From an optimization exercise on the open Yosys and OpenROAD flow, aimed at small area; shortcuts taken in it are not production practice. At most, simulation tests tie the RTL to the original design; equivalence was not proved. The series may have gaps, and a smaller design here may also do less where the tests do not look. No functional check of the RTL was part of runs 2 and 6.

==> flow/design.v, too long to show whole: its modules and the start of the top module <==
// module iir_inv: 3 lines
// module iir_fa: 4 lines
// module iir_sec1: 358 lines
// module iir_sec2: 336 lines
// module iir_sec3: 352 lines
// module iir_top: 35 lines
module iir_top
    (
        output signed [8:0] o_sample,
        input  signed [8:0] i_sample,
        input               i_reset,
        input               clock
    );
  // ...
==> flow/run.sh <==
#!/bin/bash
# synth_recipe.tcl (not shown) runs the flow's synth.tcl, then flattens the netlist and writes it again
# the make line also repeats each setting of config.mk as NAME=value (left out here)
make -C /OpenROAD-flow-scripts/flow DESIGN_CONFIG=/design/flow/config.mk WORK_HOME=/design/flow/orfs CLKGATE_MAP_FILE= SYNTH_SCRIPT=/design/flow/synth_recipe.tcl finish
==> flow/config.mk <==
export PLATFORM = sky130hd
export DESIGN_NAME = iir_top
export DESIGN_NICKNAME = iir_top
export VERILOG_FILES = /design/flow/design.v
export SDC_FILE = /design/flow/constraint.sdc
export NUM_CORES = 4
export LEC_CHECK = 0
export CAP_MARGIN = 20
export CORE_MARGIN = 2
export CORE_UTILIZATION = 65
export CTS_BUF_LIST = sky130_fd_sc_hd__clkbuf_8
export SLEW_MARGIN = 20
export SYNTH_HIERARCHICAL = 1
export SYNTH_MINIMUM_KEEP_SIZE = 0
==> flow/constraint.sdc <==
create_clock -name core_clock -period 45.0 [get_ports {clock}]
set_input_delay 9.0000 -clock core_clock [delete_from_list [all_inputs] [get_ports {clock}]]
set_output_delay 9.0000 -clock core_clock [all_outputs]
set_load 0.01 [all_outputs]
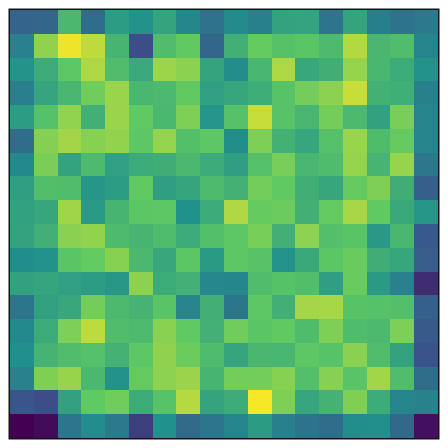
(run_1/density.png)
The die is cut into 18 by 18 equal tiles; dark purple is low, yellow is high, 0 to 100% covered.
27% of the tiles are over 75% full. The fullest tile reaches 99%. 0.30% of the tiles are nearly empty. The mean over all tiles is 64%.
initial core utilization: 65.5%
core area: 31300 µm²
post-layout util: 68.6%

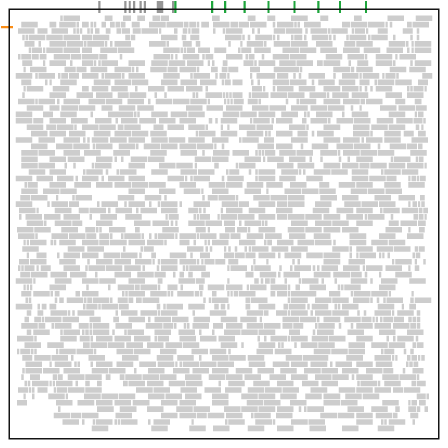
(run_1/pins.png)
Pins as bars across the die edge, other pins in grey.
Key: clock = orange [pins 1, direction input, edge west]; i_sample = green [pins 9, direction input, edge north]
All pins by edge: 19 north, 1 west.
die height: 182 µm
DIE WIDTH: 182 µm

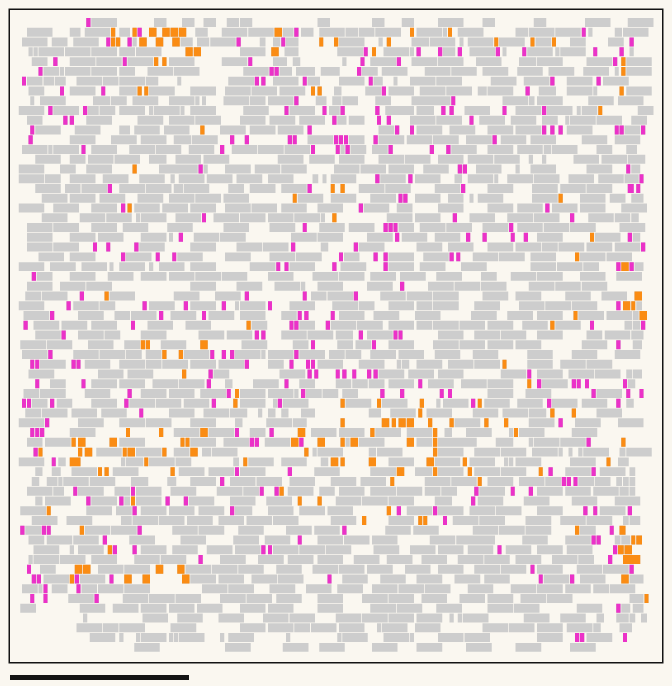
(run_1/gate_families.png)
Scale bar: 50 µm.
Key: NAND gates = orange [cells 153, most used nand2_1, where spread over the die]; inverters = magenta [cells 300, most used inv_1, where spread over the die]
multi-input combinational area share: 74.8%
commonest non-fill, non-tap cell in the layout: fa_1

==> out/results.tsv, run 1 <==
metric	value	unit
slew_headroom	44.9	%
taps	402	
dp_hpwl	36600	µm
post_cts_resized	0	
multiInputGateArea	16100	µm²
cp-end-kind	output port	
rrSetupSlack	13020	ps
wl_met3	992	µm
grtUsageTotal	28.9	%
synth.most_common_cell	fa_1	
ys_ff_latch	158	
m1WireLength	16000	µm
path_class	in2out	
drv_cap	0	
min_period_over_period	96.9	%
synth_top_family_by_area	adder cells	
cts_hold_buf	0	
top_layer	met4	
report.final.slew_viol_count	0	
syn_nets	2321	
status	complete, no violations	
fin_worst_skew	14.4	ps
routed_wirelength	40500	µm
ys_top_cells_by_area	fa_1 (64%), dfxtp_1 (15%), ha_1 (6.5%)	
drtAntennaViolNets	0	
top_usage_layer	met2	
ys_seq_area_share	15.4	%
cp_top_family	adder cells	
layout_setup_ws	1420	ps
met2_usage	51.2	%
==> run_1/final_clocks.png <==
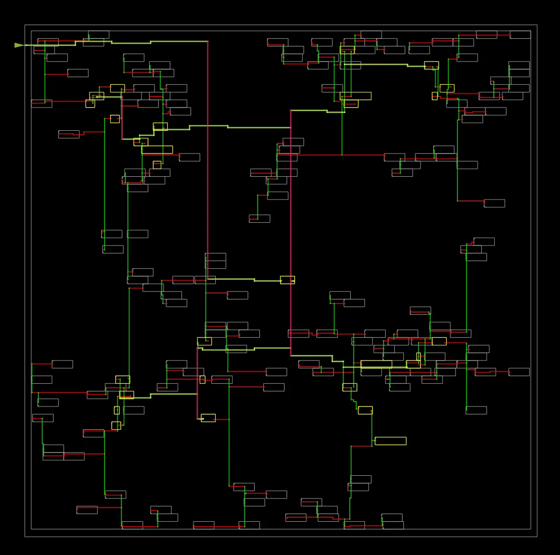

==> run 2: too many edits to list; what changed since run 1 <==
flow/design.v: 1088 -> 1098 lines; modules unchanged: 4
  iir_sec2: edited, 336 -> 346 lines
  iir_top: edited, 35 -> 35 lines
==> module iir_top as of run 2 <==
module iir_top
    (
        output signed [8:0] o_sample,
        input  signed [8:0] i_sample,
        input               i_reset,
        input               clock
    );
    reg  [8:0]  x1n, x2;
    reg  [23:0] ya1, ya2;
    wire [23:0] ya0;
    reg  [22:0] yb1, yb2;
    wire [22:0] yb0;
    reg  [22:0] yc1, yc2;
    wire [22:0] yc0;
    wire [8:0]  oa, ob, oa1, oa2, ob1, ob2;
    assign oa1 = (~ya1[23] & (ya1[21] | ya1[22])) ? 9'h0FF : {ya1[21], ya1[20], ya1[19], ya1[18], ya1[17], ya1[16], ya1[15], ya1[14], ya1[13]};
    assign oa2 = (~~ya2[23] & (~ya2[21] | ~ya2[22])) ? 9'h0FF : {~ya2[21], ~ya2[20], ~ya2[19], ~ya2[18], ~ya2[17], ~ya2[16], ~ya2[15], ~ya2[14], ~ya2[13]};
    assign ob1 = (~yb1[22] & (~yb1[21])) ? 9'h0FF : {~yb1[21], ~yb1[20], ~yb1[19], ~yb1[18], ~yb1[17], ~yb1[16], ~yb1[15], ~yb1[14], ~yb1[13]};
    assign ob2 = (~~yb2[22] & (yb2[21])) ? 9'h0FF : {yb2[21], yb2[20], yb2[19], yb2[18], yb2[17], yb2[16], yb2[15], yb2[14], yb2[13]};
    iir_sec1 u_sec1 (.x0(i_sample), .x1(x1n), .x2(x2), .y1(ya1), .y2(ya2), .y0(ya0), .o(oa));
    iir_sec2 u_sec2 (.x0(oa), .x1(oa1), .x2(oa2), .y1(yb1), .y2(yb2), .y0(yb0), .o(ob));
    iir_sec3 u_sec3 (.x0(ob), .x1(ob1), .x2(ob2), .y1(yc1), .y2(yc2), .y0(yc0), .o(o_sample));
    wire rstn;
    iir_inv u_rstn (.a(i_reset), .y(rstn));
    always @(posedge clock) begin
        x1n <= ~({9{rstn}} & i_sample);
        x2  <= ~({9{i_reset}} | x1n);
        ya1 <= (24'b000000000000000000000000 & ~({24{rstn}} & ~(ya0 ^ 24'b011100110011011110111101))) | (~24'b000000000000000000000000 & ~({24{i_reset}} | ~(ya0 ^ 24'b011100110011011110111101)));
        ya2 <= (24'b111111111111111111111111 & ~({24{rstn}} & ya1)) | (~24'b111111111111111111111111 & ~({24{i_reset}} | ya1));
        yb1 <= (23'b01111111111111111111111 & ~({23{rstn}} & ~(yb0 ^ 23'b00111111111111111111111))) | (~23'b01111111111111111111111 & ~({23{i_reset}} | ~(yb0 ^ 23'b00111111111111111111111)));
        yb2 <= (23'b10000000000000000000000 & ~({23{rstn}} & yb1)) | (~23'b10000000000000000000000 & ~({23{i_reset}} | yb1));
        yc1 <= (23'b11111111111111110101001 & ~({23{rstn}} & ~(yc0 ^ 23'b10111111111111110011101))) | (~23'b11111111111111110101001 & ~({23{i_reset}} | ~(yc0 ^ 23'b10111111111111110011101)));
        yc2 <= (23'b00000000000000001010110 & ~({23{rstn}} & yc1)) | (~23'b00000000000000001010110 & ~({23{i_reset}} | yc1));
    end
endmodule
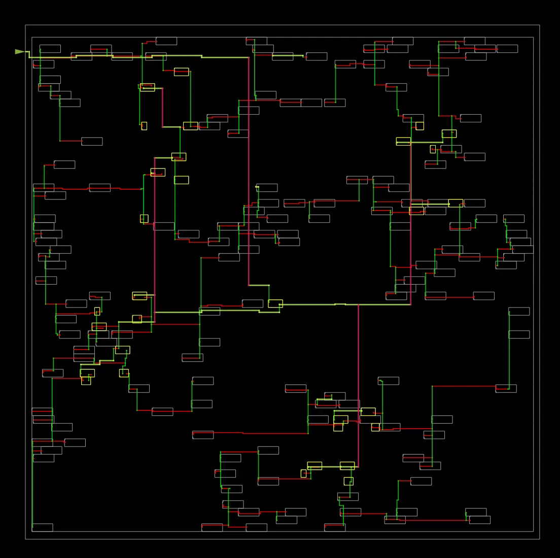
(run_2/final_clocks.png)
clock sink total: 158

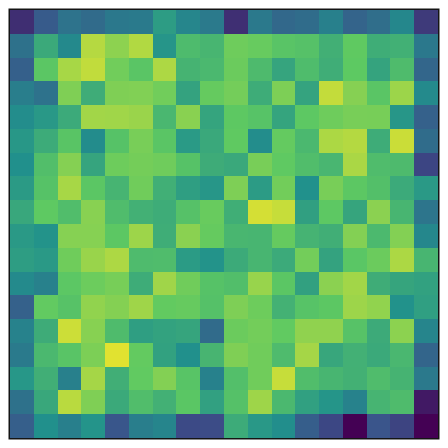
(run_2/density.png)
The die is cut into 18 by 18 equal tiles; dark purple is low, yellow is high, 0 to 100% covered.
0.60% of the tiles are nearly empty. The mean over all tiles is 64%. 32% of the tiles are over 75% full.
core area: 30700 µm²
post-layout util: 70.0%
initial core utilization: 66.3%

==> run 2 against run 1 <==
Register-to-register slack worse by 1200 ps. Worst setup slack got worse by 440 ps. Final cell count grew 0.35%. Design area increased by 0.19%. Largest cell class unchanged.
==> out/results.tsv, run 2 <==
metric	value	unit
status	complete, no violations	
final_common_cell	fa_1	
antenna_cells	0	
synth.largest_area_cell	fa_1	
post_cts_resized	14	
cp.depth	93	
top_layer	met4	
wl_met3	2310	µm
ys_ff_latch	158	
die_h	181	µm
report.final.slew_viol_count	0	
globalplace.congestion	0.915	
routed_wirelength	42900	µm
top_usage_layer	met2	
yosysUniqueCellTypes	48	
clk_latency	490	ps
min_period_over_period	97.8	%
synth_warnings	7	
m1WireLength	17800	µm
drv_cap	0	
slew_headroom	33.2	%
ys_seq_area_share	15.5	%
buf_share	1.58	%
grt_start_max_net_pins	80	
cts_hold_buf	0	
vias_per_cell	5.43	
path_class	in2out	
gr-usage-met3	5.87	%
cp-end-kind	output port	
layout_setup_ws	973	ps
drtAntennaViolNets	0	
synth_top_family_by_area	adder cells	
syn_nets	2314	
grtUsageTotal	30.1	%
vias	10788	
fin_worst_skew	12.9	ps
cp.required	36000	ps
ys_top_cells_by_area	fa_1 (64%), dfxtp_1 (16%), ha_1 (7.1%)	
die_x	181	µm
fmax	22.7	MHz
cp_top_family	adder cells	
taps	396	
multiInputGateArea	16100	µm²
met2_usage	49.2	%
dp_hpwl	38100	µm
synth.most_common_cell	fa_1	
rrSetupSlack	11810	ps
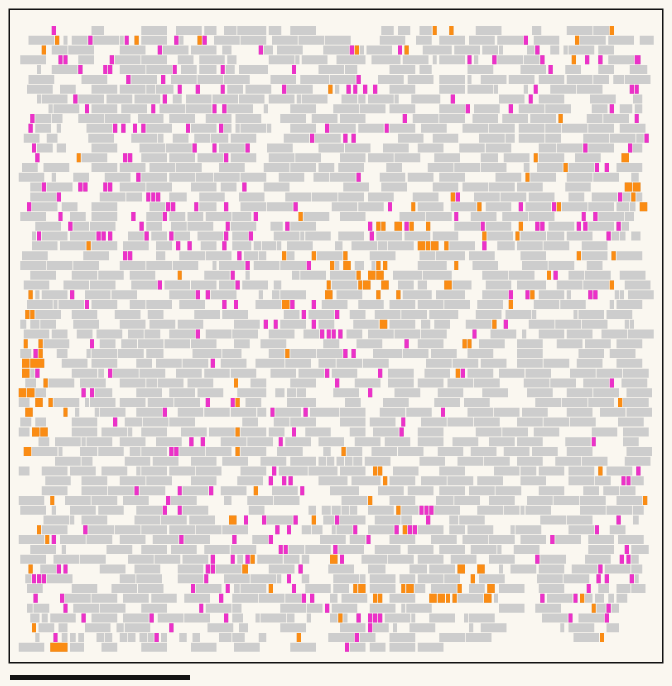
(run_2/gate_families.png)
Scale bar: 50 µm.
Key: inverters = magenta [cells 293, most used inv_1, where spread over the die]; NAND gates = orange [cells 140, most used nand2_1, where spread over the die]
multi-input combinational area share: 74.7%
Finished Layout Cells: 1988

==> run_2/pins.png <==
Pins as bars across the die edge, other pins in grey.
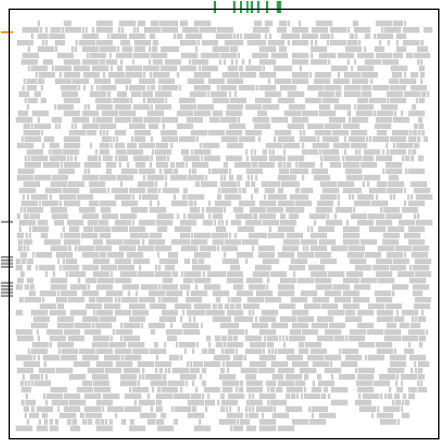

--- run 3: outline of the changes from run 2 ---
flow/design.v: 1098 -> 1081 lines; modules unchanged: 2
  iir_sec1: edited, 358 -> 352 lines
  iir_sec2: edited, 346 -> 336 lines
  iir_sec3: edited, 352 -> 351 lines
  iir_top: edited, 35 -> 35 lines
==> module iir_top as of run 3 <==
module iir_top
    (
        output signed [8:0] o_sample,
        input  signed [8:0] i_sample,
        input               i_reset,
        input               clock
    );
    reg  [8:0]  x1n, x2;
    reg  [23:0] ya1, ya2;
    wire [23:0] ya0;
    reg  [22:0] yb1, yb2;
    wire [22:0] yb0;
    reg  [22:0] yc1, yc2;
    wire [22:0] yc0;
    wire [8:0]  oa, ob, oa1, oa2, ob1, ob2;
    assign oa1 = (~ya1[23] & (ya1[21] | ya1[22])) ? 9'h0FF : {ya1[21], ya1[20], ya1[19], ya1[18], ya1[17], ya1[16], ya1[15], ya1[14], ya1[13]};
    assign oa2 = (~~ya2[23] & (~ya2[21] | ~ya2[22])) ? 9'h0FF : {~ya2[21], ~ya2[20], ~ya2[19], ~ya2[18], ~ya2[17], ~ya2[16], ~ya2[15], ~ya2[14], ~ya2[13]};
    assign ob1 = (~yb1[22] & (~yb1[21])) ? 9'h0FF : {~yb1[21], ~yb1[20], ~yb1[19], yb1[18], ~yb1[17], ~yb1[16], ~yb1[15], ~yb1[14], ~yb1[13]};
    assign ob2 = (~~yb2[22] & (yb2[21])) ? 9'h0FF : {yb2[21], yb2[20], yb2[19], ~yb2[18], yb2[17], yb2[16], yb2[15], yb2[14], yb2[13]};
    iir_sec1 u_sec1 (.x0(i_sample), .x1(x1n), .x2(x2), .y1(ya1), .y2(ya2), .y0(ya0), .o(oa));
    iir_sec2 u_sec2 (.x0(oa), .x1(oa1), .x2(oa2), .y1(yb1), .y2(yb2), .y0(yb0), .o(ob));
    iir_sec3 u_sec3 (.x0(ob), .x1(ob1), .x2(ob2), .y1(yc1), .y2(yc2), .y0(yc0), .o(o_sample));
    wire rstn;
    iir_inv u_rstn (.a(i_reset), .y(rstn));
    always @(posedge clock) begin
        x1n <= ~({9{rstn}} & i_sample);
        x2  <= ~({9{i_reset}} | x1n);
        ya1 <= (24'b000000000000000000000000 & ~({24{rstn}} & ~(ya0 ^ 24'b011100110011011110111110))) | (~24'b000000000000000000000000 & ~({24{i_reset}} | ~(ya0 ^ 24'b011100110011011110111110)));
        ya2 <= (24'b111111111111111111111111 & ~({24{rstn}} & ya1)) | (~24'b111111111111111111111111 & ~({24{i_reset}} | ya1));
        yb1 <= (23'b01110111111111111111101 & ~({23{rstn}} & ~(yb0 ^ 23'b00111100011111111111111))) | (~23'b01110111111111111111101 & ~({23{i_reset}} | ~(yb0 ^ 23'b00111100011111111111111)));
        yb2 <= (23'b10001000000000000000010 & ~({23{rstn}} & yb1)) | (~23'b10001000000000000000010 & ~({23{i_reset}} | yb1));
        yc1 <= (23'b01111111111111111110000 & ~({23{rstn}} & ~(yc0 ^ 23'b11111111111111111111110))) | (~23'b01111111111111111110000 & ~({23{i_reset}} | ~(yc0 ^ 23'b11111111111111111111110)));
        yc2 <= (23'b10000000000000000001111 & ~({23{rstn}} & yc1)) | (~23'b10000000000000000001111 & ~({23{i_reset}} | yc1));
    end
endmodule
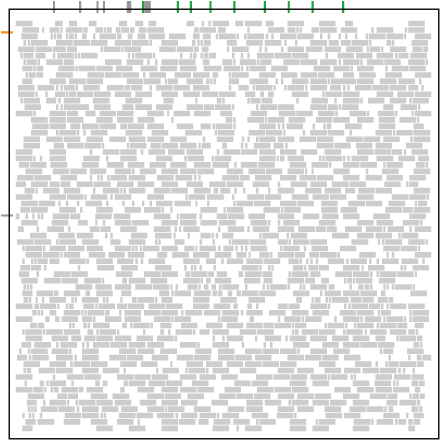
(run_3/pins.png)
Pins as bars across the die edge, other pins in grey.
Key: i_sample = green [pins 9, direction input, edge north]; clock = orange [pins 1, direction input, edge west]
All pins by edge: 18 north, 2 west.
die height: 181 µm
IO Port Bufs: 19

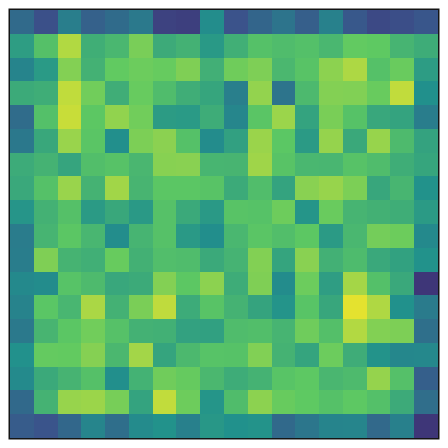
(run_3/density.png)
The die is cut into 18 by 18 equal tiles; dark purple is low, yellow is high, 0 to 100% covered.
The fullest tile reaches 96%. 25% of the tiles are over 75% full. The mean over all tiles is 64%.

==> run 3 against run 2 <==
Critical path type unchanged. Synthesized area barely moved. Clock skew rose by 2.1 ps. First-iteration DRC count fell by 25%. Sequential share of layout area rose by 0.12 points. Worst hold slack improved by 1.8 ps. Maximum frequency rose by 0.79%. Highest routed layer unchanged. Core utilization fell by 0.58 points. Final cell count fell by 2.6%.
==> out/results.tsv, run 3 <==
metric	value	unit
status	complete, no violations	
synth.most_common_cell	fa_1	
buf_share	0.938	%
globalplace.congestion	0.856	
drtAntennaViolNets	0	
clk_latency	470	ps
clock-sinks	158	
min_period_over_period	97.1	%
top_layer	met4	
cts_hold_buf	0	
die_x	181	µm
synth_top_family_by_area	adder cells	
fin_util	69.4	%
final_cells	1937	
met2_usage	50.6	%
ys_top_cells_by_area	fa_1 (65%), dfxtp_1 (16%), ha_1 (6.3%)	
wl_met3	1790	µm
syn_nets	2286	
dp_hpwl	36400	µm
start_util	66.4	%
antenna_cells	0	
slew_headroom	33.1	%
cp.depth	91	
ys_seq_area_share	15.5	%
grtUsageTotal	29.0	%
m1WireLength	15300	µm
multiInputGateArea	16000	µm²
final_common_cell	fa_1	
cp.required	36000	ps
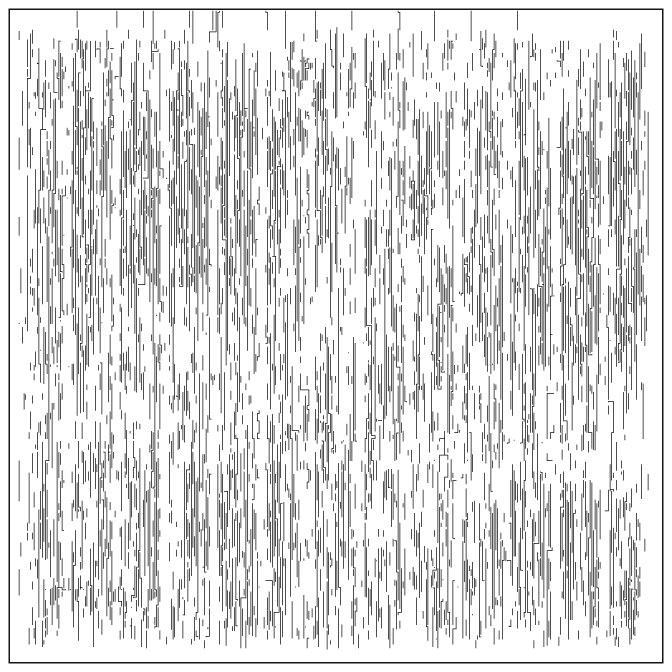
(run_3/met2.png)
2054 nets have wire on it. The longest straight run is 75.1 µm. The layer holds 55% of the routed length. The wires run mostly vertical.

==> run_3/gate_families.png <==
Scale bar: 50 µm.
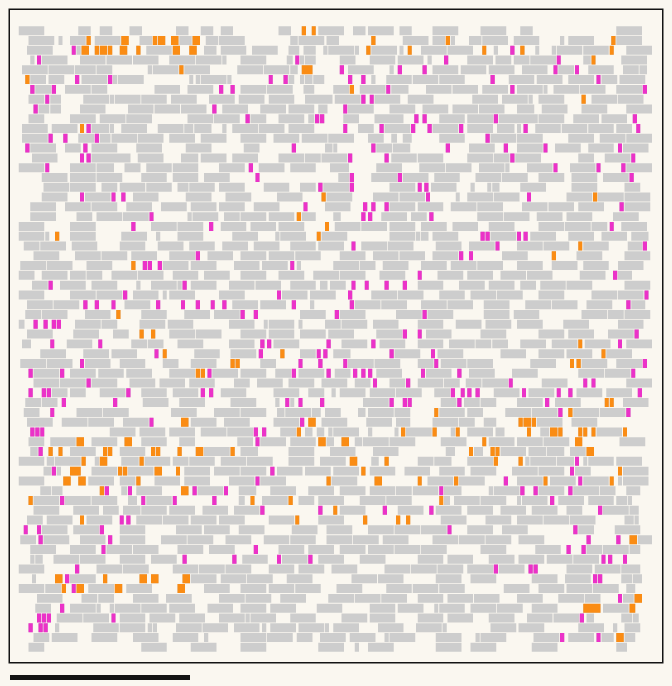

## Run 4: large edit since run 3, in outline
flow/design.v: 1081 -> 1081 lines; modules unchanged: 2
  iir_sec1: edited, 352 -> 352 lines
  iir_sec2: edited, 336 -> 336 lines
  iir_sec3: edited, 351 -> 351 lines
  iir_top: edited, 35 -> 35 lines
==> module iir_top as of run 4 <==
module iir_top
    (
        output signed [8:0] o_sample,
        input  signed [8:0] i_sample,
        input               i_reset,
        input               clock
    );
    reg  [8:0]  x1n, x2;
    reg  [23:0] ya1, ya2;
    wire [23:0] ya0;
    reg  [22:0] yb1, yb2;
    wire [22:0] yb0;
    reg  [22:0] yc1, yc2;
    wire [22:0] yc0;
    wire [8:0]  oa, ob, oa1, oa2, ob1, ob2;
    assign oa1 = (ya1[23] & (ya1[21] | ya1[22])) ? 9'h0FF : {ya1[21], ya1[20], ya1[19], ya1[18], ya1[17], ya1[16], ya1[15], ya1[14], ya1[13]};
    assign oa2 = (ya2[23] & (~ya2[21] | ~ya2[22])) ? 9'h0FF : {~ya2[21], ~ya2[20], ~ya2[19], ~ya2[18], ~ya2[17], ~ya2[16], ~ya2[15], ~ya2[14], ~ya2[13]};
    assign ob1 = (~yb1[22] & (~yb1[21])) ? 9'h0FF : {~yb1[21], ~yb1[20], ~yb1[19], ~yb1[18], ~yb1[17], ~yb1[16], ~yb1[15], ~yb1[14], ~yb1[13]};
    assign ob2 = (yb2[22] & (~yb2[21])) ? 9'h0FF : {~yb2[21], yb2[20], yb2[19], yb2[18], yb2[17], yb2[16], yb2[15], yb2[14], yb2[13]};
    iir_sec1 u_sec1 (.x0(i_sample), .x1(x1n), .x2(x2), .y1(ya1), .y2(ya2), .y0(ya0), .o(oa));
    iir_sec2 u_sec2 (.x0(oa), .x1(oa1), .x2(oa2), .y1(yb1), .y2(yb2), .y0(yb0), .o(ob));
    iir_sec3 u_sec3 (.x0(ob), .x1(ob1), .x2(ob2), .y1(yc1), .y2(yc2), .y0(yc0), .o(o_sample));
    wire rstn;
    iir_inv u_rstn (.a(i_reset), .y(rstn));
    always @(posedge clock) begin
        x1n <= (9'b111111101 & ~({9{rstn}} & ~(i_sample ^ 9'b111111101))) | (~9'b111111101 & ~({9{i_reset}} | ~(i_sample ^ 9'b111111101)));
        x2 <= (9'b000000010 & ~({9{rstn}} & ~(x1n ^ 9'b111111111))) | (~9'b000000010 & ~({9{i_reset}} | ~(x1n ^ 9'b111111111)));
        ya1 <= (24'b100000000000000000000000 & ~({24{rstn}} & ~(ya0 ^ 24'b100000110011011110111101))) | (~24'b100000000000000000000000 & ~({24{i_reset}} | ~(ya0 ^ 24'b100000110011011110111101)));
        ya2 <= (24'b111111111111111111110011 & ~({24{rstn}} & ~(ya1 ^ 24'b011111111111111111110011))) | (~24'b111111111111111111110011 & ~({24{i_reset}} | ~(ya1 ^ 24'b011111111111111111110011)));
        yb1 <= (23'b01111111111111111111100 & ~({23{rstn}} & ~(yb0 ^ 23'b11111000001111111111100))) | (~23'b01111111111111111111100 & ~({23{i_reset}} | ~(yb0 ^ 23'b11111000001111111111100)));
        yb2 <= (23'b11000000000000000000001 & ~({23{rstn}} & ~(yb1 ^ 23'b10111111111111111111101))) | (~23'b11000000000000000000001 & ~({23{i_reset}} | ~(yb1 ^ 23'b10111111111111111111101)));
        yc1 <= (23'b11111111111111111010000 & ~({23{rstn}} & ~(yc0 ^ 23'b10111111111111111011111))) | (~23'b11111111111111111010000 & ~({23{i_reset}} | ~(yc0 ^ 23'b10111111111111111011111)));
        yc2 <= (23'b00000000000100000001111 & ~({23{rstn}} & ~(yc1 ^ 23'b11111111111011111011111))) | (~23'b00000000000100000001111 & ~({23{i_reset}} | ~(yc1 ^ 23'b11111111111011111011111)));
    end
endmodule
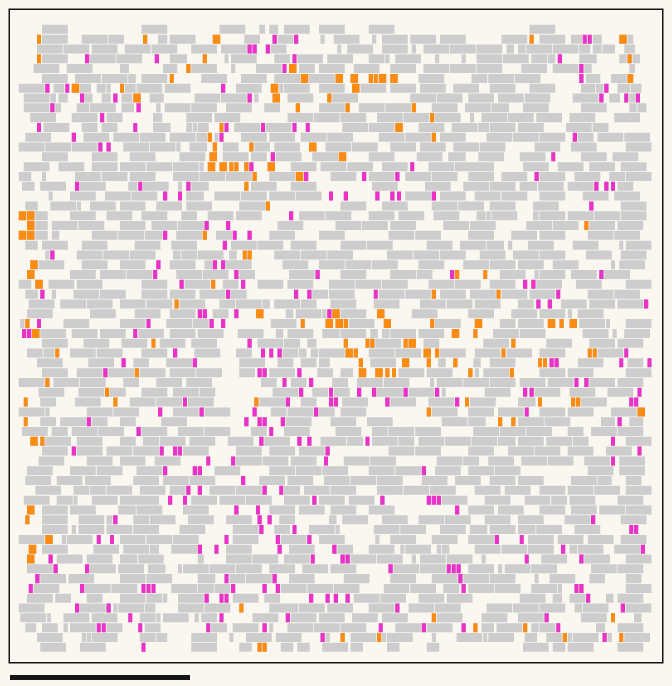
(run_4/gate_families.png)
Scale bar: 50 µm.
Key: inverters = magenta [cells 261, most used inv_1, where spread over the die]; NAND gates = orange [cells 144, most used nand2_1, where spread over the die]
multi-input combinational area share: 75.4%
Finished Layout Cells: 1916

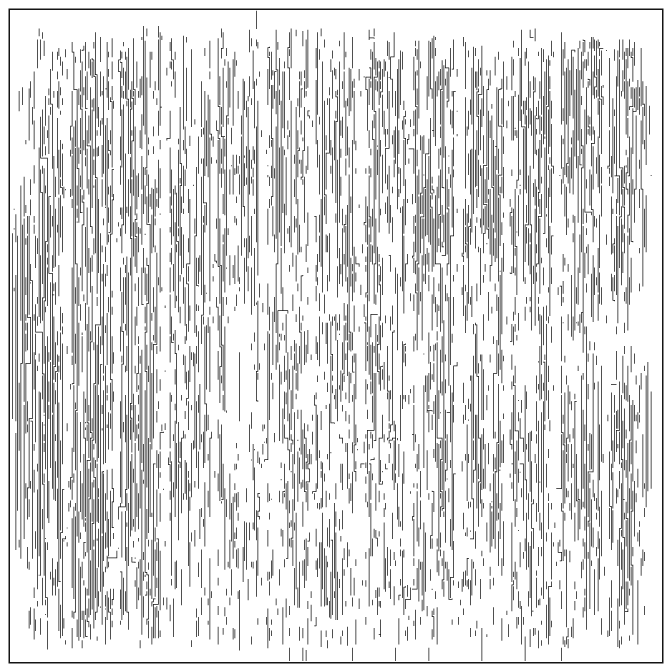
(run_4/met2.png)
1998 nets have wire on it. The wires run mostly vertical.

==> run 4 against run 3 <==
Still clean on timing, DRC and antenna. Critical path depth unchanged. Final cell count decreased by 1.1%. Wire length increased by 5.2%. Sequential share of layout area increased by 0.051 points. Core utilization decreased by 0.060 points. Clock-buffer cell count increased by 1. Synthesized cell count decreased by 1.5%. Die area decreased by 0.41%. Non-clock buffer count increased by 1. Largest cell class unchanged. Highest routed layer unchanged.
==> out/results.tsv, run 4 <==
metric	value	unit
post_cts_resized	0	
top_layer	met4	
grtUsageTotal	30.2	%
gr-usage-met3	4.41	%
fin_worst_skew	17.4	ps
status	complete, no violations	
buf_share	0.977	%
fin_util	69.3	%
ys_top_cells_by_area	fa_1 (65%), dfxtp_1 (16%), ha_1 (6.3%)	
met2_usage	52.4	%
ys_seq_area_share	15.6	%
antenna_cells	0	
clock-sinks	158	
vias_per_cell	5.46	
min_period_over_period	97.3	%
synth_top_family_by_area	adder cells	
cp.required	36000	ps
report.final.slew_viol_count	0	
dp_hpwl	37900	µm
synth.largest_area_cell	fa_1	
top_usage_layer	met2	
port_buffers	19	
m1WireLength	16200	µm
synth_warnings	7	
slew_headroom	44.0	%
vias	10458	
die_x	181	µm
die_h	181	µm
first_pass_iters	4	
core_area	30700	µm²
fmax	22.8	MHz
start_util	66.3	%
taps	396	
multiInputGateArea	16000	µm²
globalplace.congestion	0.888	
ys_ff_latch	158	
rrSetupSlack	12090	ps
drtAntennaViolNets	0	
cts_hold_buf	0	
fillerInstances	2227	
syn_nets	2262	
synth.most_common_cell	fa_1	
drv_cap	0	
cp-start-kind	input port	
grt_start_max_net_pins	68	
path_class	in2out	
clk_latency	490	ps
yosysUniqueCellTypes	41	
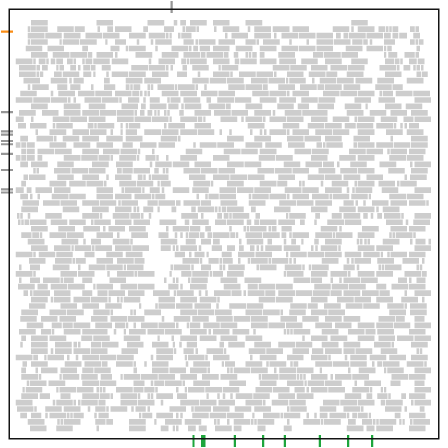
(run_4/pins.png)
Pins as bars across the die edge, other pins in grey.
Key: i_sample = green [pins 9, direction input, edge south]; clock = orange [pins 1, direction input, edge west]
All pins by edge: 10 west, 9 south, 1 north.

==> run_4/final_clocks.png <==
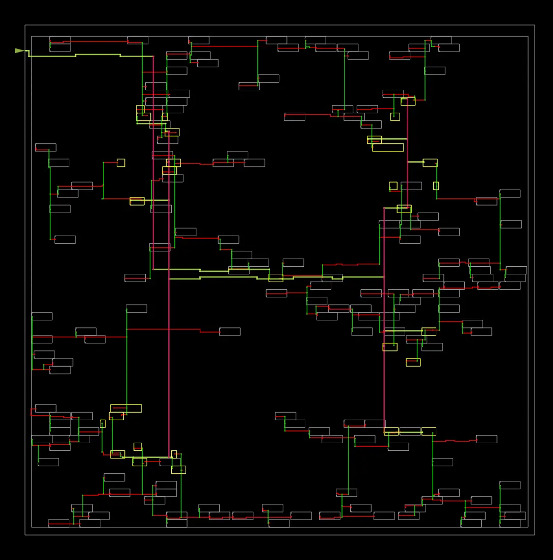

--- run 5: outline of the changes from run 4 ---
flow/design.v: 1081 -> 1084 lines; modules unchanged: 2
  iir_x2: new, 3 lines
  iir_sec1: edited, 352 -> 352 lines
  iir_sec2: edited, 336 -> 336 lines
  iir_sec3: edited, 351 -> 351 lines
  iir_top: edited, 35 -> 35 lines
==> module iir_x2 as of run 5 <==
module iir_x2 (input a, input b, output y);
    assign y = a ^ b;
endmodule
==> module iir_top as of run 5 <==
module iir_top
    (
        output signed [8:0] o_sample,
        input  signed [8:0] i_sample,
        input               i_reset,
        input               clock
    );
    reg  [8:0]  x1n, x2;
    reg  [23:0] ya1, ya2;
    wire [23:0] ya0;
    reg  [22:0] yb1, yb2;
    wire [22:0] yb0;
    reg  [22:0] yc1, yc2;
    wire [22:0] yc0;
    wire [8:0]  oa, ob, oa1, oa2, ob1, ob2;
    assign oa1 = (~ya1[23] & (~ya1[21] | ~ya1[22])) ? 9'h0FF : {~ya1[21], ~ya1[20], ~ya1[19], ~ya1[18], ~ya1[17], ~ya1[16], ~ya1[15], ~ya1[14], ~ya1[13]};
    assign oa2 = (~ya2[23] & (ya2[21] | ya2[22])) ? 9'h0FF : {ya2[21], ~ya2[20], ya2[19], ya2[18], ya2[17], ya2[16], ya2[15], ya2[14], ya2[13]};
    assign ob1 = (~yb1[22] & (yb1[21])) ? 9'h0FF : {yb1[21], yb1[20], yb1[19], yb1[18], yb1[17], yb1[16], yb1[15], yb1[14], yb1[13]};
    assign ob2 = (yb2[22] & (~yb2[21])) ? 9'h0FF : {~yb2[21], yb2[20], ~yb2[19], ~yb2[18], ~yb2[17], ~yb2[16], ~yb2[15], ~yb2[14], ~yb2[13]};
    iir_sec1 u_sec1 (.x0(i_sample), .x1(x1n), .x2(x2), .y1(ya1), .y2(ya2), .y0(ya0), .o(oa));
    iir_sec2 u_sec2 (.x0(oa), .x1(oa1), .x2(oa2), .y1(yb1), .y2(yb2), .y0(yb0), .o(ob));
    iir_sec3 u_sec3 (.x0(ob), .x1(ob1), .x2(ob2), .y1(yc1), .y2(yc2), .y0(yc0), .o(o_sample));
    wire rstn;
    iir_inv u_rstn (.a(i_reset), .y(rstn));
    always @(posedge clock) begin
        x1n <= (9'b111111101 & ~({9{rstn}} & ~(i_sample ^ 9'b111111101))) | (~9'b111111101 & ~({9{i_reset}} | ~(i_sample ^ 9'b111111101)));
        x2 <= (9'b000000010 & ~({9{rstn}} & ~(x1n ^ 9'b111111111))) | (~9'b000000010 & ~({9{i_reset}} | ~(x1n ^ 9'b111111111)));
        ya1 <= (24'b011111111111000000011110 & ~({24{rstn}} & ~(ya0 ^ 24'b001111110111111110100011))) | (~24'b011111111111000000011110 & ~({24{i_reset}} | ~(ya0 ^ 24'b001111110111111110100011)));
        ya2 <= (24'b000100000000111111100001 & ~({24{rstn}} & ~(ya1 ^ 24'b011011111111111111111111))) | (~24'b000100000000111111100001 & ~({24{i_reset}} | ~(ya1 ^ 24'b011011111111111111111111)));
        yb1 <= (23'b00000000000000000000000 & ~({23{rstn}} & ~(yb0 ^ 23'b10001011110000000000010))) | (~23'b00000000000000000000000 & ~({23{i_reset}} | ~(yb0 ^ 23'b10001011110000000000010)));
        yb2 <= (23'b11011111111111111111111 & ~({23{rstn}} & ~(yb1 ^ 23'b11011111111111111111111))) | (~23'b11011111111111111111111 & ~({23{i_reset}} | ~(yb1 ^ 23'b11011111111111111111111)));
        yc1 <= (23'b00001111010101111001010 & ~({23{rstn}} & ~(yc0 ^ 23'b11011111111111111011101))) | (~23'b00001111010101111001010 & ~({23{i_reset}} | ~(yc0 ^ 23'b11011111111111111011101)));
        yc2 <= (23'b10110000101000000010101 & ~({23{rstn}} & ~(yc1 ^ 23'b10111111111101111011111))) | (~23'b10110000101000000010101 & ~({23{i_reset}} | ~(yc1 ^ 23'b10111111111101111011111)));
    end
endmodule
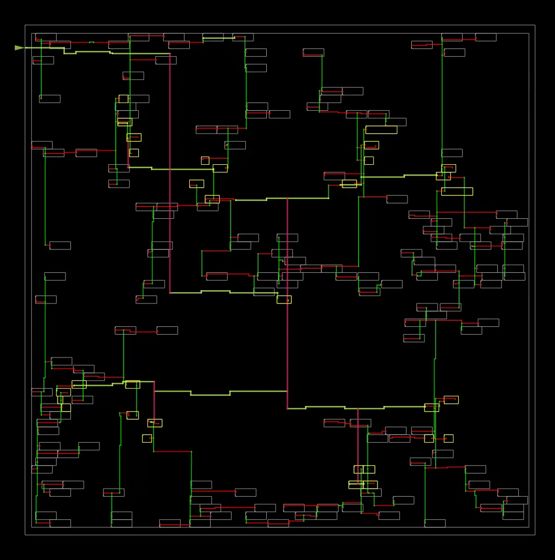
(run_5/final_clocks.png)
later-pin clock latency in the skew report: 490 ps
Clock Skew: 21.3 ps

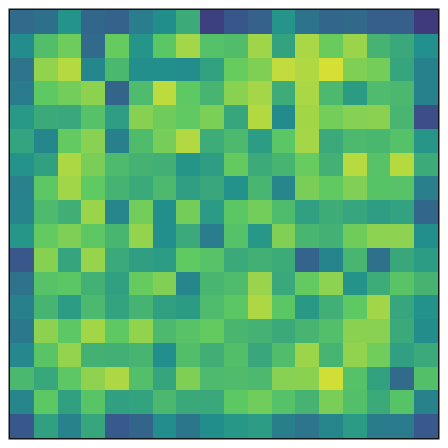
(run_5/density.png)
The die is cut into 18 by 18 equal tiles; dark purple is low, yellow is high, 0 to 100% covered.
28% of the tiles are over 75% full. The mean over all tiles is 64%. The fullest tile reaches 94%.
post-layout util: 68.9%
core area: 30500 µm²

==> run 5 against run 4 <==
Die area decreased by 1.2%. Highest routed layer unchanged. Core utilization decreased by 0.45 points. Worst hold slack improved by 8.1 ps.
==> out/results.tsv, run 5 <==
metric	value	unit
status	complete, no violations	
synth_area_per_cell	13.4	µm²
grt_start_max_net_pins	76	
die_h	180	µm
gr-usage-met3	4.54	%
cp.required	36000	ps
synth_warnings	7	
min_period_over_period	95.0	%
drtAntennaViolNets	0	
port_buffers	19	
multiInputGateArea	16100	µm²
final_cells	1927	
report.final.slew_viol_count	0	
cp-start-kind	input port	
final_common_cell	fa_1	
syn_nets	2169	
multi_input_area_share	76.5	%
vias_per_cell	5.44	
path_class	in2out	
routed_wirelength	42600	µm
rrSetupSlack	12470	ps
cts_hold_buf	0	
dp_hpwl	37600	µm
drv_cap	0	
die_x	180	µm
top_layer	met4	
globalplace.congestion	0.916	
synth_edf_count	0	
ys_ff_latch	158	
antenna_cells	0	
fillerInstances	2248	
met2_usage	54.5	%
cp_top_family	adder cells	
first_pass_iters	5	
post_cts_resized	0	
cp.depth	79	
top_usage_layer	met2	
synth_top_family_by_area	adder cells	
grtUsageTotal	30.3	%
cp-end-kind	output port	
layout_setup_ws	2250	ps
fmax	23.4	MHz
ys_seq_area_share	15.8	%
final_cell_mix	fa_1 (662), inv_1 (175), dfxtp_1 (158), nand2_1 (142), xor2_1 (109)	
m1WireLength	15900	µm
wl_met3	1380	µm
ys_top_cells_by_area	fa_1 (66%), dfxtp_1 (16%), xor2_1 (4.8%)	
start_util	65.8	%
yosysUniqueCellTypes	35	
buf_share	0.965	%
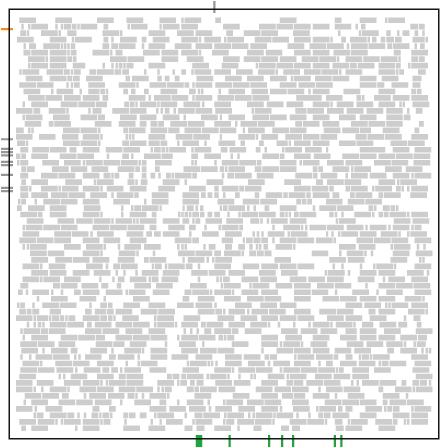
(run_5/pins.png)
Pins as bars across the die edge, other pins in grey.
Key: clock = orange [pins 1, direction input, edge west]; i_sample = green [pins 9, direction input, edge south]

==> run_5/gate_families.png <==
Scale bar: 50 µm.
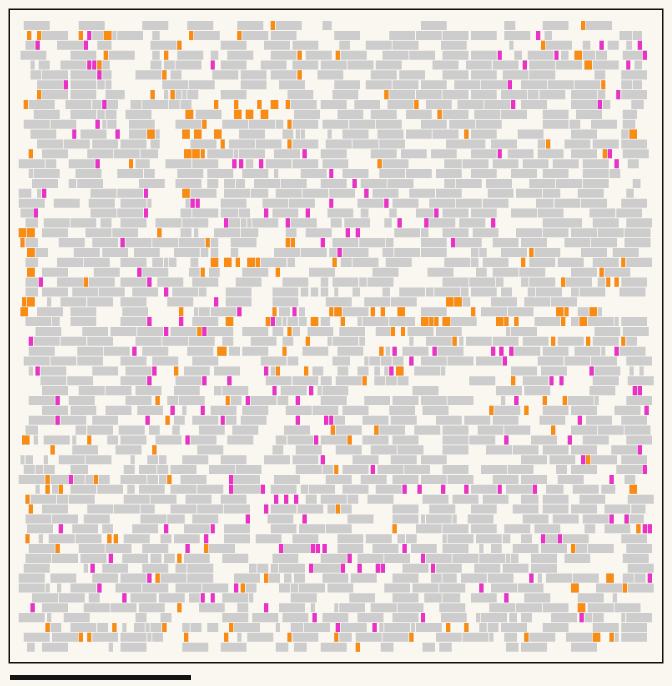

## Run 6: large edit since run 5, in outline
flow/design.v: 1084 -> 1993 lines; modules unchanged: 0
  iir_sec1: edited, 352 -> 735 lines
  iir_sec2: edited, 336 -> 627 lines
  iir_sec3: edited, 351 -> 597 lines
  iir_top: edited, 35 -> 34 lines
  removed: iir_inv, iir_x2, iir_fa
==> module iir_top as of run 6 <==
module iir_top
    (
        output signed [8:0] o_sample,
        input  signed [8:0] i_sample,
        input               i_reset,
        input               clock
    );
    reg  [8:0]  x1, x2;
    reg  [23:0] ya1, ya2;
    reg  [22:0] yb1, yb2, yc1, yc2;
    wire [23:0] ya0;
    wire [22:0] yb0, yc0;
    wire [8:0]  oa, ob;
    wire [8:0]  oa1 = (~ya1[23] & |ya1[22:21]) ? 9'h0FF : ya1[21:13];
    wire [8:0]  oa2 = (~ya2[23] & |ya2[22:21]) ? 9'h0FF : ya2[21:13];
    wire [8:0]  ob1 = (~yb1[22] & yb1[21]) ? 9'h0FF : yb1[21:13];
    wire [8:0]  ob2 = (~yb2[22] & yb2[21]) ? 9'h0FF : yb2[21:13];
    iir_sec1 u_sec1 (.x0(i_sample), .x1(x1),  .x2(x2),  .y1(ya1), .y2(ya2), .y0(ya0), .o(oa));
    iir_sec2 u_sec2 (.x0(oa),       .x1(oa1), .x2(oa2), .y1(yb1), .y2(yb2), .y0(yb0), .o(ob));
    iir_sec3 u_sec3 (.x0(ob),       .x1(ob1), .x2(ob2), .y1(yc1), .y2(yc2), .y0(yc0), .o(o_sample));
    always @(posedge clock) begin
        if (i_reset) begin
            x1  <= 9'd0;  x2  <= 9'd0;
            ya1 <= 24'd0; ya2 <= 24'd0;
            yb1 <= 23'd0; yb2 <= 23'd0;
            yc1 <= 23'd0; yc2 <= 23'd0;
        end else begin
            x1  <= i_sample; x2 <= x1;
            ya1 <= ya0; ya2 <= ya1;
            yb1 <= yb0; yb2 <= yb1;
            yc1 <= yc0; yc2 <= yc1;
        end
    end
endmodule
--- a/flow/config.mk
+++ b/flow/config.mk
@@ -8,7 +8,4 @@
 export CAP_MARGIN = 20
 export CORE_MARGIN = 2
-export CORE_UTILIZATION = 65
-export CTS_BUF_LIST = sky130_fd_sc_hd__clkbuf_8
+export CORE_UTILIZATION = 40
 export SLEW_MARGIN = 20
-export SYNTH_HIERARCHICAL = 1
-export SYNTH_MINIMUM_KEEP_SIZE = 0
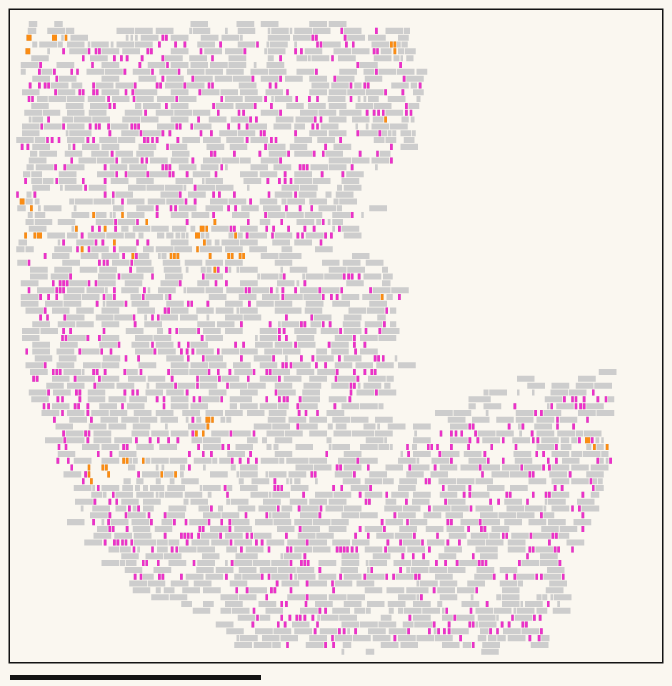
(run_6/gate_families.png)
Scale bar: 100 µm.
Key: inverters = magenta [cells 866, most used inv_1, where spread over the die]; NAND gates = orange [cells 57, most used nand2_1]

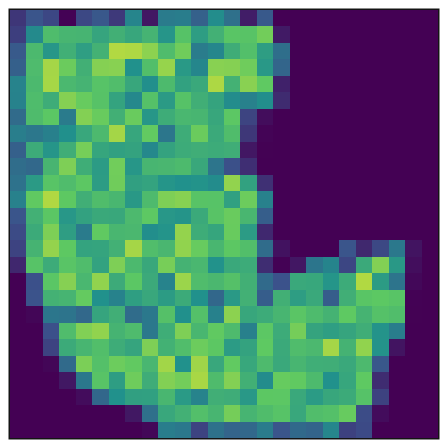
(run_6/density.png)
The die is cut into 26 by 26 equal tiles; dark purple is low, yellow is high, 0 to 100% covered.
11% of the tiles are over 75% full. The fullest tile reaches 88%. The emptiest ninth of the die: north-east. The mean over all tiles is 40%. 30% of the tiles are nearly empty.
core area: 64600 µm²
post-layout util: 43.3%

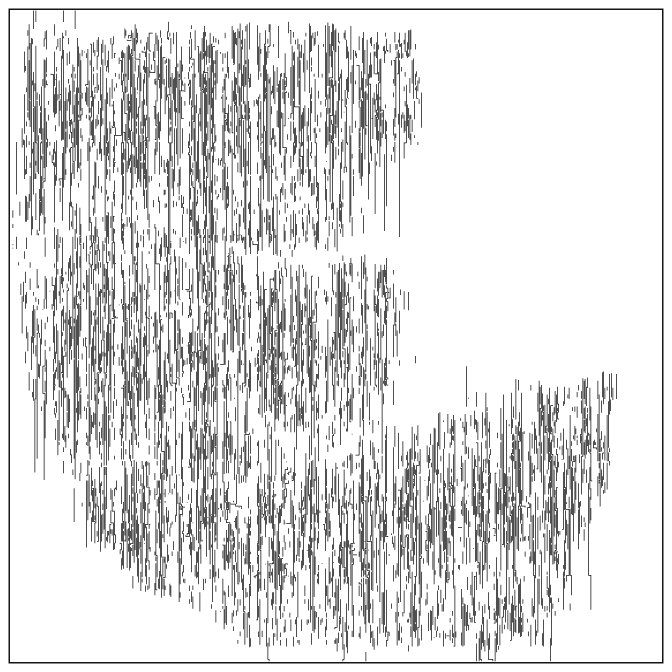
(run_6/met2.png)
The layer holds 53% of the routed length. 2848 nets have wire on it. The longest straight run is 78.5 µm. The layer carries 31.6 mm of wire.
via count: 14.5k
final WL: 60200 µm

==> run 6 against run 5 <==
Critical path depth rose by 25. Wire length up 41%. Global-route usage fell by 11 points. Via count rose by 38%. Non-clock buffer count down 1. Largest cell class unchanged. Sequential share of layout area down 3.7 points. Maximum frequency increased by 7.9%. Clock-buffer cell count grew 2. Highest routed layer unchanged. Core utilization decreased by 26 points.
==> out/results.tsv, run 6 <==
metric	value	unit
path_class	in2out	
vias_per_cell	4.57	
fmax	25.2	MHz
layout_setup_ws	5370	ps
report.final.slew_viol_count	0	
status	complete, no violations	
final_common_cell	inv_1	
rrSetupSlack	20950	ps
ys_top_cells_by_area	fa_1 (66%), inv_1 (12%), dfxtp_1 (12%)	
ys_ff_latch	158	
grt_start_max_net_pins	95	
ys_seq_area_share	12.1	%
die_x	260	µm
first_pass_iters	4	
antenna_cells	0	
synth.most_common_cell	inv_1	
top_layer	met4	
dp_hpwl	54100	µm
fin_worst_skew	16.3	ps
multiInputGateArea	19700	µm²
yosysUniqueCellTypes	40	
multi_input_area_share	70.5	%
top_usage_layer	met2	
start_util	40.6	%
cp-end-kind	output port	
cts_hold_buf	0	

-- port drivers added, routing unchanged --
In the flow no input, the clock included, has a driving cell. The finished layouts below were timed again as built, in two steps.
Step 1: set_driving_cell puts a clkbuf_16 on clock and a buf_2 on each other input, an assumption about the parent block.
Step 2, shift: input delay + t, output delay - t, t = (earliest + latest rising clock arrival at the registers) / 2. This alone moves slack from input paths to output paths.
a / b / c = no drivers / after step 1 / after step 2; a / b = the first two.
run	t (ns)	setup WS [ns]	worst hold slack (ns)	pins driven straight from the clock port
run 1	0.528	1.415 / 1.393 / 1.393	0.401 / 0.401 / 0.401	1
run 2	0.533	0.973 / 0.952 / 0.952	0.407 / 0.407 / 0.407	1
run 3	0.514	1.319 / 1.298 / 1.298	0.409 / 0.409 / 0.409	1
run 4	0.536	1.204 / 1.183 / 1.183	0.402 / 0.402 / 0.402	1
run 5	0.536	2.255 / 2.233 / 2.233	0.410 / 0.410 / 0.410	1
run 6	0.554	5.371 / 5.344 / 5.344	0.594 / 0.594 / 0.594	1
After both steps setup and hold are still met in every run listed. The setup slack of run 6, which loses most, moves by -0.027 ns with the drivers and by -0.027 ns with both steps.
